Context: an optimization exercise on an open-source flow, tuned for small area. The choices shown serve that exercise and are no tape-out recipe.
RTL that was checked went through simulation tests only; none was proved equivalent to the original.
Not every run is shown, and edits may drop behaviour that the tests do not exercise.
The RTL of run 2 was laid out without a check of its function.

Fig. 1: run 1, signal metal coverage by tile
The die is cut into 36 by 36 equal tiles; dark blue is low, red is high, scaled to the fullest tile. Values are wire area over tile area, all layers added.
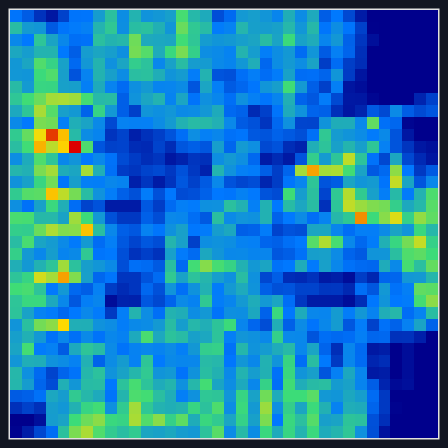
Fig. 2: run 1, cell classes on the final placement
Fill, decap, tap and diode cells in grey.
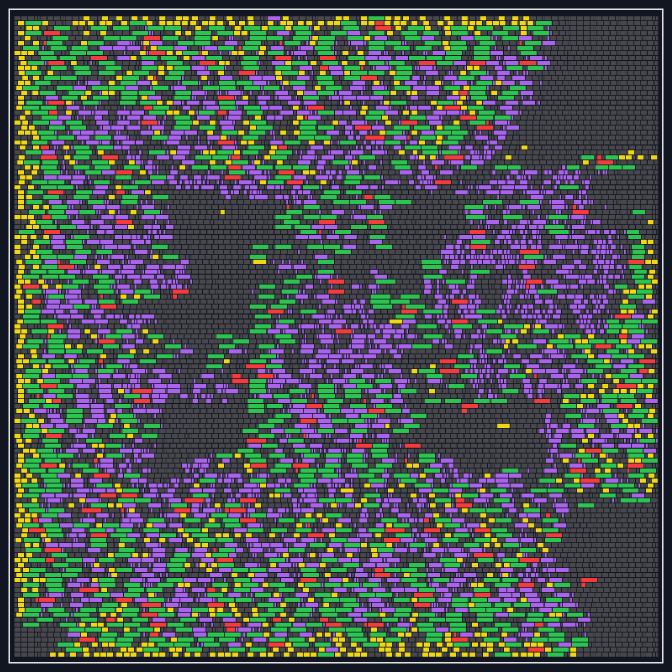
Fig. 3: run 1, CTS result over the die
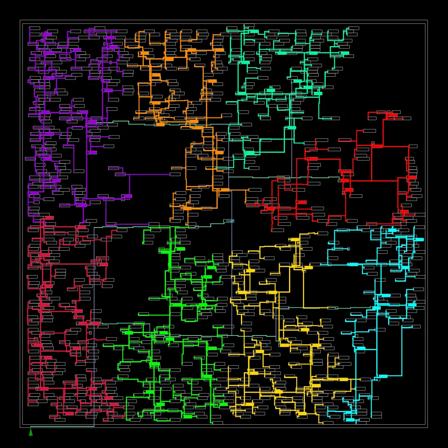
==> design/flow/design.v <==
`timescale 1ns/1ps
module div_by_3(
    input clk,
	 input div_enable,
    input  [24-1:0]ip,
    output reg [24-1:0] op
    );
parameter W=24;
reg[24-1:0]    op1,op2,op3,op4,op5;
always@(posedge clk)
begin
	if(div_enable) begin
		op1 = ip/4;
		op2 = ip/16;
		op3 = ip/64;
		op4 = ip/256;
		op5 = ip/512;
		op  = op1+op2+op3+op4+op5;
	end else begin
		op = 0;
	end
end
endmodule
module maxer(
    input clk,
    input rst,
    input maxing,
    input [784-1:0] ips_gen_out,
    output reg start_ips_gen,
    output reg next_ips_gen,
    output reg maxer_valid,
    output [24-1:0]threshold
    );
parameter	M=784, N=8, W=24 , REF = 30,
				D = 9830 , TH = 15018 , PRES = 0, PMIN = -500*4096;
reg[4:0] add_stage1[31:0];
reg[9:0]	add_final;
reg[7:0] ips_counter; 
reg		div_enable;
reg[24-1:0] threshold_sum;
always@(posedge clk, posedge rst)
begin
	if(rst) begin
	start_ips_gen	<= 0;
	next_ips_gen	<= 0;
	maxer_valid		<= 0;
	ips_counter 	<= 0;
	end else begin
		start_ips_gen	<= 0;
		maxer_valid		<= 0;
		div_enable		<= 0;
		if(maxing) begin
			if(ips_counter==0) begin
				start_ips_gen	<= 1;
				threshold_sum	<= 0;
			end
			if(ips_counter <= 200) begin
				next_ips_gen	<= 1;
			end else begin
				next_ips_gen	<= 0;
			end
			if(ips_counter>=4 && ips_counter<=204) begin
				if({14'b00000000000000,add_final}>threshold_sum) begin
				threshold_sum	<= {14'b00000000000000,add_final};
				end
			end
			if(ips_counter==205) begin
				div_enable 	<= 1;
			end
			if(ips_counter==206) begin
				maxer_valid		<= 1; 
			end
			if(ips_counter <= 206) begin
				ips_counter 	<= ips_counter + 1;
			end else begin
				ips_counter		<= 0;
			end
		end
	end
end
reg[1023:0]	adder_input;
always@(posedge clk,posedge rst)
begin
	if(rst) begin
	adder_input	<= 0;
	end else begin
	adder_input[M-1:0] <= ips_gen_out;
	end
end
integer i;
always@(posedge clk, posedge rst)
begin
	if(rst) begin	
		for(i=0;i<32;i=i+1) begin
		add_stage1[i] <= 0;
		end
	end else begin
		for(i=0;i<32;i=i+1) begin
		add_stage1[i] <= adder_input[i*32] + adder_input[i*32 + 1] + adder_input[i*32 + 2] + adder_input[i*32 + 3] + adder_input[i*32 + 4] + adder_input[i*32 + 5] + adder_input[i*32 + 6] + adder_input[i*32 + 7] + adder_input[i*32 + 8] + adder_input[i*32 + 9] + adder_input[i*32 + 10] + adder_input[i*32 + 11] + adder_input[i*32 + 12] + adder_input[i*32 + 13] + adder_input[i*32 + 14] + adder_input[i*32 + 15] + adder_input[i*32 + 16] + adder_input[i*32 + 17] + adder_input[i*32 + 18] + adder_input[i*32 + 19] + adder_input[i*32 + 20] + adder_input[i*32 + 21] + adder_input[i*32 + 22] + adder_input[i*32 + 23] + adder_input[i*32 + 24] + adder_input[i*32 + 25] + adder_input[i*32 + 26] + adder_input[i*32 + 27] + adder_input[i*32 + 28] + adder_input[i*32 + 29] + adder_input[i*32 + 30] + adder_input[i*32 + 31];
		end
		add_final <= add_stage1[0] + add_stage1[1] + add_stage1[2] + add_stage1[3] + add_stage1[4] + add_stage1[5] + add_stage1[6] + add_stage1[7] + add_stage1[8] + add_stage1[9] + add_stage1[10] + add_stage1[11] + add_stage1[12] + add_stage1[13] + add_stage1[14] + add_stage1[15] + add_stage1[16] + add_stage1[17] + add_stage1[18] + add_stage1[19] + add_stage1[20] + add_stage1[21] + add_stage1[22] + add_stage1[23] + add_stage1[24] + add_stage1[25] + add_stage1[26] + add_stage1[27] + add_stage1[28] + add_stage1[29] + add_stage1[30] + add_stage1[31];
	end
end
div_by_3 div1(
	.clk(clk),
	.div_enable(div_enable),
	.ip(threshold_sum),
	.op(threshold)
	);
endmodule
==> design/flow/run.sh <==
#!/bin/bash
# synth_recipe.tcl (not shown) runs the flow's synth.tcl, then flattens the netlist and writes it again
# the make line also repeats each setting of config.mk as NAME=value (left out here)
make -C /OpenROAD-flow-scripts/flow DESIGN_CONFIG=/design/flow/config.mk WORK_HOME=/design/flow/orfs CLKGATE_MAP_FILE= SYNTH_SCRIPT=/design/flow/synth_recipe.tcl finish
==> design/flow/config.mk <==
export PLATFORM = sky130hd
export DESIGN_NAME = maxer
export DESIGN_NICKNAME = maxer
export VERILOG_FILES = /design/flow/design.v
export SDC_FILE = /design/flow/constraint.sdc
export NUM_CORES = 4
export LEC_CHECK = 0
export CAP_MARGIN = 20
export CORE_MARGIN = 2
export CORE_UTILIZATION = 40
export SLEW_MARGIN = 20
==> design/flow/constraint.sdc <==
create_clock -name core_clock -period 7.0 [get_ports {clk}]
set_input_delay 1.4000 -clock core_clock [delete_from_list [all_inputs] [get_ports {clk}]]
set_output_delay 1.4000 -clock core_clock [all_outputs]
set_load 0.01 [all_outputs]
==> impl_metrics.yaml, run 1 <==
worst_setup_path:
  path_cells: "inv_1, fa_1, inv_1, fa_1, fa_1, fa_1, fa_1, fa_1, fa_1, ha_1, a21o_1, a21oi_1, o21bai_1, a21oi_1, nor2b_1, o21ai_0, nand2b_1"
  cp-endpoint: "add_final[9]$_DFFE_PN_"
  cp-startpoint: "add_stage1[0][3]$_DFF_PP0_"
  worst-path-stages: 17
  cp-end-kind: "flip-flop"
  cp.required_ns: 7.47
finish:
  layout_common_cells: "inv_1 (1055), dfrtp_1 (920), clkdlybuf4s50_1 (813)"
  fin_nets: 6250
  instances_no_fill: 6225
  layout_commonest_cell: "inv_1"
grt:
  first_global_vias: 31000
  grtUsageMet3: 0.0451
  met1_usage: 0.246
  grt.busiest_layer: "met2"
  grt_overflow: 0
run_status:
  outcome: "no timing/DRC/antenna violations"
yosys:
  synth_top_area_frac: 0.463
  yosysWarnings: 3
  synth-xor-area-share: 0.0199
  synth-edff-count: 35
  synth_commonest_cells: "inv_1 (1056), dfrtp_1 (920), fa_1 (728)"
  synth_top_area_cell: "dfrtp_1"
  synth_top_family_by_area: "adder cells"
  synth_seq_cells: 979
  synth-compound-area-share: 0.0328
  avgSynthCellArea_sq_um: 14.0
routing:
  top_layer: "met5"
  first_pass_iters: 5
  ant_nets: 0
  wl_microns: 120000
sta:
  skew_ns: 0.0623
  holdWs_ns: 0.477
  fin_crit_ns: 5.62
floorplan:
  core_sq_mm: 0.124
  fp.dieW_microns: 357
  fp.dieH_microns: 357
  dieArea_sq_mm: 0.127
clocking:
  cts_resized: 0
  cts_root_buffer: "clkbuf_16"
  cts_tree: "done"
  clock_latency_ns: 0.74
place:
  dp.cells: 6003
  port_buffers: 813
  place_hpwl_microns: 100000
  placed_cell_area_sq_mm: 0.0601
job:
  cap_violations: 0
Notes on Fig. 1 above:
emptiest ninth of the die: north-east
mean over tiles: 0.15
tiles over half the peak: 9.5%
fullest tile: 0.51
WL per Instance: 19.3 microns
via count: 26700

Notes on Fig. 2 above:
| class | colour | cells |
|---|---|---|
| all other logic | purple | 2561 |
| other buffers and delay cells | yellow | 826 |
| flops | green | 979 |
| clock drivers and dummy loads | red | 205 |
Core Util, Final: 0.519
Rows: 129

Notes on Fig. 3 above:
Seq cells: 979
CTS Buf Count: 110
H-tree level count: 3

==> run 1: worst reg2reg max path, cell delays in order (launching register included) <==
cell,delay [ns]
dfrtp_1,0.32
inv_1,0.05
fa_1,0.53
inv_1,0.05
fa_1,0.50
fa_1,0.54
fa_1,0.53
fa_1,0.52
fa_1,0.52
fa_1,0.54
ha_1,0.31
a21o_1,0.15
a21oi_1,0.20
o21bai_1,0.09
a21oi_1,0.22
nor2b_1,0.07
o21ai_0,0.14
nand2b_1,0.07
==> run 1: registers in the layout, summed over array words and instances, names as in the netlist <==
signal,cells
adder_input,784
add_stage1,125
div1.op,24
threshold_sum,24
add_final,10
ips_counter,8
div_enable,1
maxer_valid,1
next_ips_gen,1
start_ips_gen,1
==> run 1: layout make-up <==
cell class / count / area (sq um) / share of cell area
clock buffers: 155 / 3280 / 0.0511
multi-input cells: 1505 / 21200 / 0.331
diodes: 17 / 42.5 / 0.000663
flip-flops and latches: 979 / 24600 / 0.383
well taps: 1637 / 2050 / 0.0319
repair buffers: 826 / 8290 / 0.129
clock inverters: 50 / 722 / 0.0113
inverters: 1056 / 3970 / 0.0619
==> run 2: too many edits to list; what changed since run 1 <==
design/flow/design.v: 110 -> 1753 lines; modules unchanged: 0
  div_by_3: edited, 22 -> 39 lines
  maxer: edited, 87 -> 1705 lines
  fa: new, 4 lines
  ha: new, 4 lines
==> module div_by_3 as of run 2 <==
module div_by_3(
    input  [7:0] p,
    output [24-1:0] op
    );
  wire s1657, c1658;
  fa u_s1657 (.a(p[0]), .b(p[2]), .c(p[4]), .s(s1657), .co(c1658));
  wire s1659, c1660;
  fa u_s1659 (.a(p[6]), .b(p[7]), .c(s1657), .s(s1659), .co(c1660));
  wire s1661, c1662;
  fa u_s1661 (.a(p[1]), .b(p[3]), .c(p[5]), .s(s1661), .co(c1662));
  wire s1663, c1664;
  fa u_s1663 (.a(p[7]), .b(c1658), .c(s1661), .s(s1663), .co(c1664));
  wire s1665, c1666;
  ha u_s1665 (.a(c1660), .b(s1663), .s(s1665), .co(c1666));
  wire s1667, c1668;
  fa u_s1667 (.a(p[2]), .b(p[4]), .c(p[6]), .s(s1667), .co(c1668));
  wire s1669, c1670;
  fa u_s1669 (.a(c1662), .b(s1667), .c(c1664), .s(s1669), .co(c1670));
  wire s1671, c1672;
  ha u_s1671 (.a(c1666), .b(s1669), .s(s1671), .co(c1672));
  wire s1673, c1674;
  fa u_s1673 (.a(p[3]), .b(p[5]), .c(p[7]), .s(s1673), .co(c1674));
  wire s1675, c1676;
  fa u_s1675 (.a(c1668), .b(s1673), .c(c1670), .s(s1675), .co(c1676));
  wire s1677, c1678;
  ha u_s1677 (.a(c1672), .b(s1675), .s(s1677), .co(c1678));
  wire s1679, c1680;
  fa u_s1679 (.a(p[4]), .b(p[6]), .c(c1674), .s(s1679), .co(c1680));
  wire s1681, c1682;
  fa u_s1681 (.a(s1679), .b(c1676), .c(c1678), .s(s1681), .co(c1682));
  wire s1683, c1684;
  fa u_s1683 (.a(p[5]), .b(p[7]), .c(c1680), .s(s1683), .co(c1684));
  wire s1685, c1686;
  ha u_s1685 (.a(s1683), .b(c1682), .s(s1685), .co(c1686));
  wire s1687, c1688;
  fa u_s1687 (.a(p[6]), .b(c1684), .c(c1686), .s(s1687), .co(c1688));
  wire x1689 = p[7] | c1688;
  assign op = {{(24-8){1'b0}}, x1689, s1687, s1685, s1681, s1677, s1671, s1665, s1659};
endmodule
==> module fa as of run 2 <==
module fa(input a, input b, input c, output s, output co);
  assign s  = a ^ b ^ c;
  assign co = (a & b) | (a & c) | (b & c);
endmodule
==> module ha as of run 2 <==
module ha(input a, input b, output s, output co);
  assign s  = a ^ b;
  assign co = a & b;
endmodule
==> design/flow/flow/run.sh (new file) <==
#!/bin/bash
# Standard ORFS layout (standard.sh, unchanged synthesis), with
# - the port buffers made of the smallest buffer cell instead of the default pick,
# - a clock tree of small clock buffers and no dummy loads.
set -euo pipefail
export BUFFER_PORTS_ARGS="-buffer_cell sky130_fd_sc_hd__buf_1"
export CTS_ARGS="-sink_clustering_enable -repair_clock_nets -root_buf sky130_fd_sc_hd__clkbuf_4 -buf_list sky130_fd_sc_hd__clkbuf_4 -dont_use_dummy_load"
bash standard.sh finish > flow_make.log 2>&1
==> design/flow/standard.sh (new file) <==
#!/bin/bash
# synth_recipe.tcl (not shown) runs the flow's synth.tcl, then flattens the netlist and writes it again
# the make line also repeats each setting of config.mk as NAME=value (left out here)
make -C /OpenROAD-flow-scripts/flow DESIGN_CONFIG=/design/flow/config.mk WORK_HOME=/design/flow/orfs CLKGATE_MAP_FILE= SYNTH_SCRIPT=/design/flow/synth_recipe.tcl "${@:-finish}"
--- a/design/flow/config.mk
+++ b/design/flow/config.mk
@@ -8,4 +8,5 @@
 export CAP_MARGIN = 20
 export CORE_MARGIN = 2
-export CORE_UTILIZATION = 40
+export CORE_UTILIZATION = 22
 export SLEW_MARGIN = 20
+export SYNTH_HIERARCHICAL = 1
removed: design/flow/run.sh
Fig. 4: run 2, signal metal coverage by tile
The die is cut into 30 by 30 equal tiles; dark blue is low, red is high, scaled to the fullest tile. Values are wire area over tile area, all layers added.
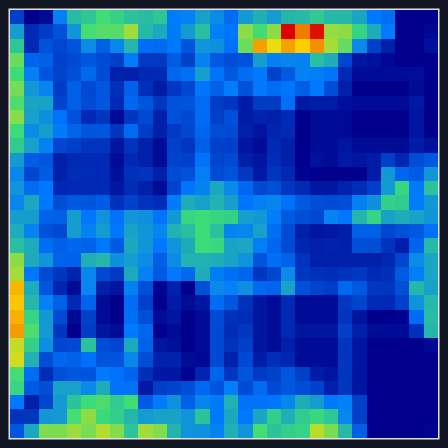
nearly empty tiles: 9.9%
emptiest ninth of the die: south-east
densest ninth of the die: south-west
tiles over half the peak: 5.7%
fullest tile: 0.65
mean over tiles: 0.13
via count: 12100
WL per Instance: 24.0 microns
WL final: 72300 microns
All-Layer GR Usage: 0.167

Fig. 5: run 2, signal wires by layer
Only two layers are drawn.
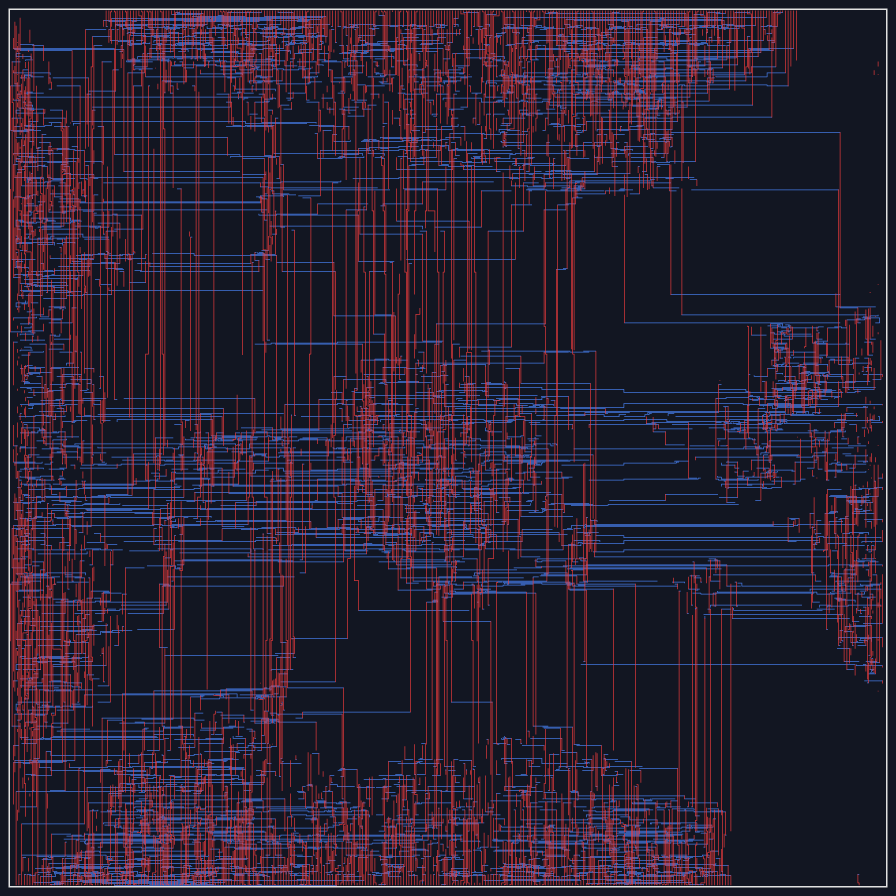
| layer | colour | wire length |
|---|---|---|
| met2 | red | 39.1 mm |
| met1 | blue | 28.0 mm |

==> impl_metrics.yaml, run 2 <==
worst_setup_path:
  path_cells: "buf_1, fa_1, fa_1, fa_1, fa_1, fa_1, fa_1, fa_1, buf_4, fa_2, fa_2, fa_1, fa_1, fa_1"
  cp-endpoint: "r1[4]$_DFF_P_"
  worst-path-stages: 14
  cp.required_ns: 7.30
  cp-end-kind: "flip-flop"
  cp-startpoint: "ips_gen_out[416]"
run_status:
  violations: "negative setup slack"
  outcome: "finished with violations"
sta:
  fin_crit_ns: 7.03
  layout_setup_ws_ns: -0.0255
  setup_viol: 1
  rsz0062_at_grt: "yes"
  skew_ns: 0.0411
finish:
  utilization: 0.282
  largest-register: "r1"
  largest_reg_flops: 24
  instances_no_fill: 3013
  layout_commonest_cell: "buf_1"
  layout_common_cells: "buf_1 (793), fa_1 (682), fa_2 (126)"
  fin_nets: 3478
yosys:
  synth-compound-area-share: 0.00623
  synth-xor-area-share: 0.00375
  synth_seq_cells: 57
  synth_top_area_cell: "fa_1"
  synth_top_family_by_area: "adder cells"
  synth-edff-count: 8
  avgSynthCellArea_sq_um: 18.0
  yosysWarnings: 7
  synth_top_area_frac: 0.866
  synth_commonest_cells: "fa_1 (808), dfxtp_1 (40), nand3_1 (27)"
  synth_fa_ha_area_frac: 0.877
routing:
  ant_nets: 0
  first_pass_iters: 5
  top_layer: "met5"
grt:
  met1_usage: 0.210
  grtUsageMet3: 0.0237
  first_global_vias: 15100
  grt_overflow: 0
  grt.busiest_layer: "met2"
clocking:
  cts_root_buffer: "clkbuf_4"
  cts_buffers: 9
  htreeDepth: 3
place:
  port_buffers: 797
  place_hpwl_microns: 71600
  dp.cells: 2992
floorplan:
  core_sq_mm: 0.0838
  std_cell_rows: 106
  fp.dieH_microns: 295
worst_hold_path:
  whs_path_depth: 0
job:
  cap_violations: 0
[run 2: final cells by class]
type	instances	area [sq um]	share of cell area
Multi-Input combinational cell	959	17500	0.743
Timing Repair Buffer	828	3250	0.137
Tap cell	1134	1420	0.0601
Sequential cell	57	1270	0.0536
Clock buffer	9	67.6	0.00286
Inverter	13	48.8	0.00207
Antenna cell	13	32.5	0.00138
[run 2: metrics by stage]
stage / setup slack (ns) / hold WS [ns] / area [sq um]
2_1_floorplan: -0.0537 / 0.310 / 18900
3_3_place_gp: -0.614 / 0.312 / 23300
3_5_place_dp: -0.657 / 0.312 / 23300
4_1_cts: -0.0118 / 0.337 / 23500
5_1_grt: -0.111 / 0.341 / 23600
6_report: -0.0255 / 0.337 / 23600
[run 2: what timing repair did]
item / CTS / global route
cloned: 0 / 0
setup endpoints to repair: 11 / 12
endpoints found under the hold margin: 0 / 0
pin swaps: 45 / 18
gates resized for setup: 50 / 34
buffers inserted: 0 / 0

[afterwards: timing with drivers on the ports]
Ports are ideal in the flow. The routed layouts listed here were re-timed in OpenROAD.
Step 1: set_driving_cell puts a clkbuf_16 on clk and a buf_2 on each other input, an assumption about the parent block.
Step 2 adds t to the input delays and takes it off the output delays; t is the mean of the earliest and latest rising clock arrival at the registers after step 1. Input paths then give back, and output paths get back, about the clock's delay inside the block.
a / b / c = no drivers / after step 1 / after step 2; a / b = the first two.
run	t (ns)	slack for setup (ns)	worst setup path at the end	pins driven straight from the clock port
run 1	0.786	1.377 / 1.377 / 1.377	register to register	1
run 2	0.428	-0.026 / -0.015 / -0.443	input to register	1
The setup slack of run 2, which loses most, moves by +0.011 ns with the drivers and by -0.417 ns with both steps.
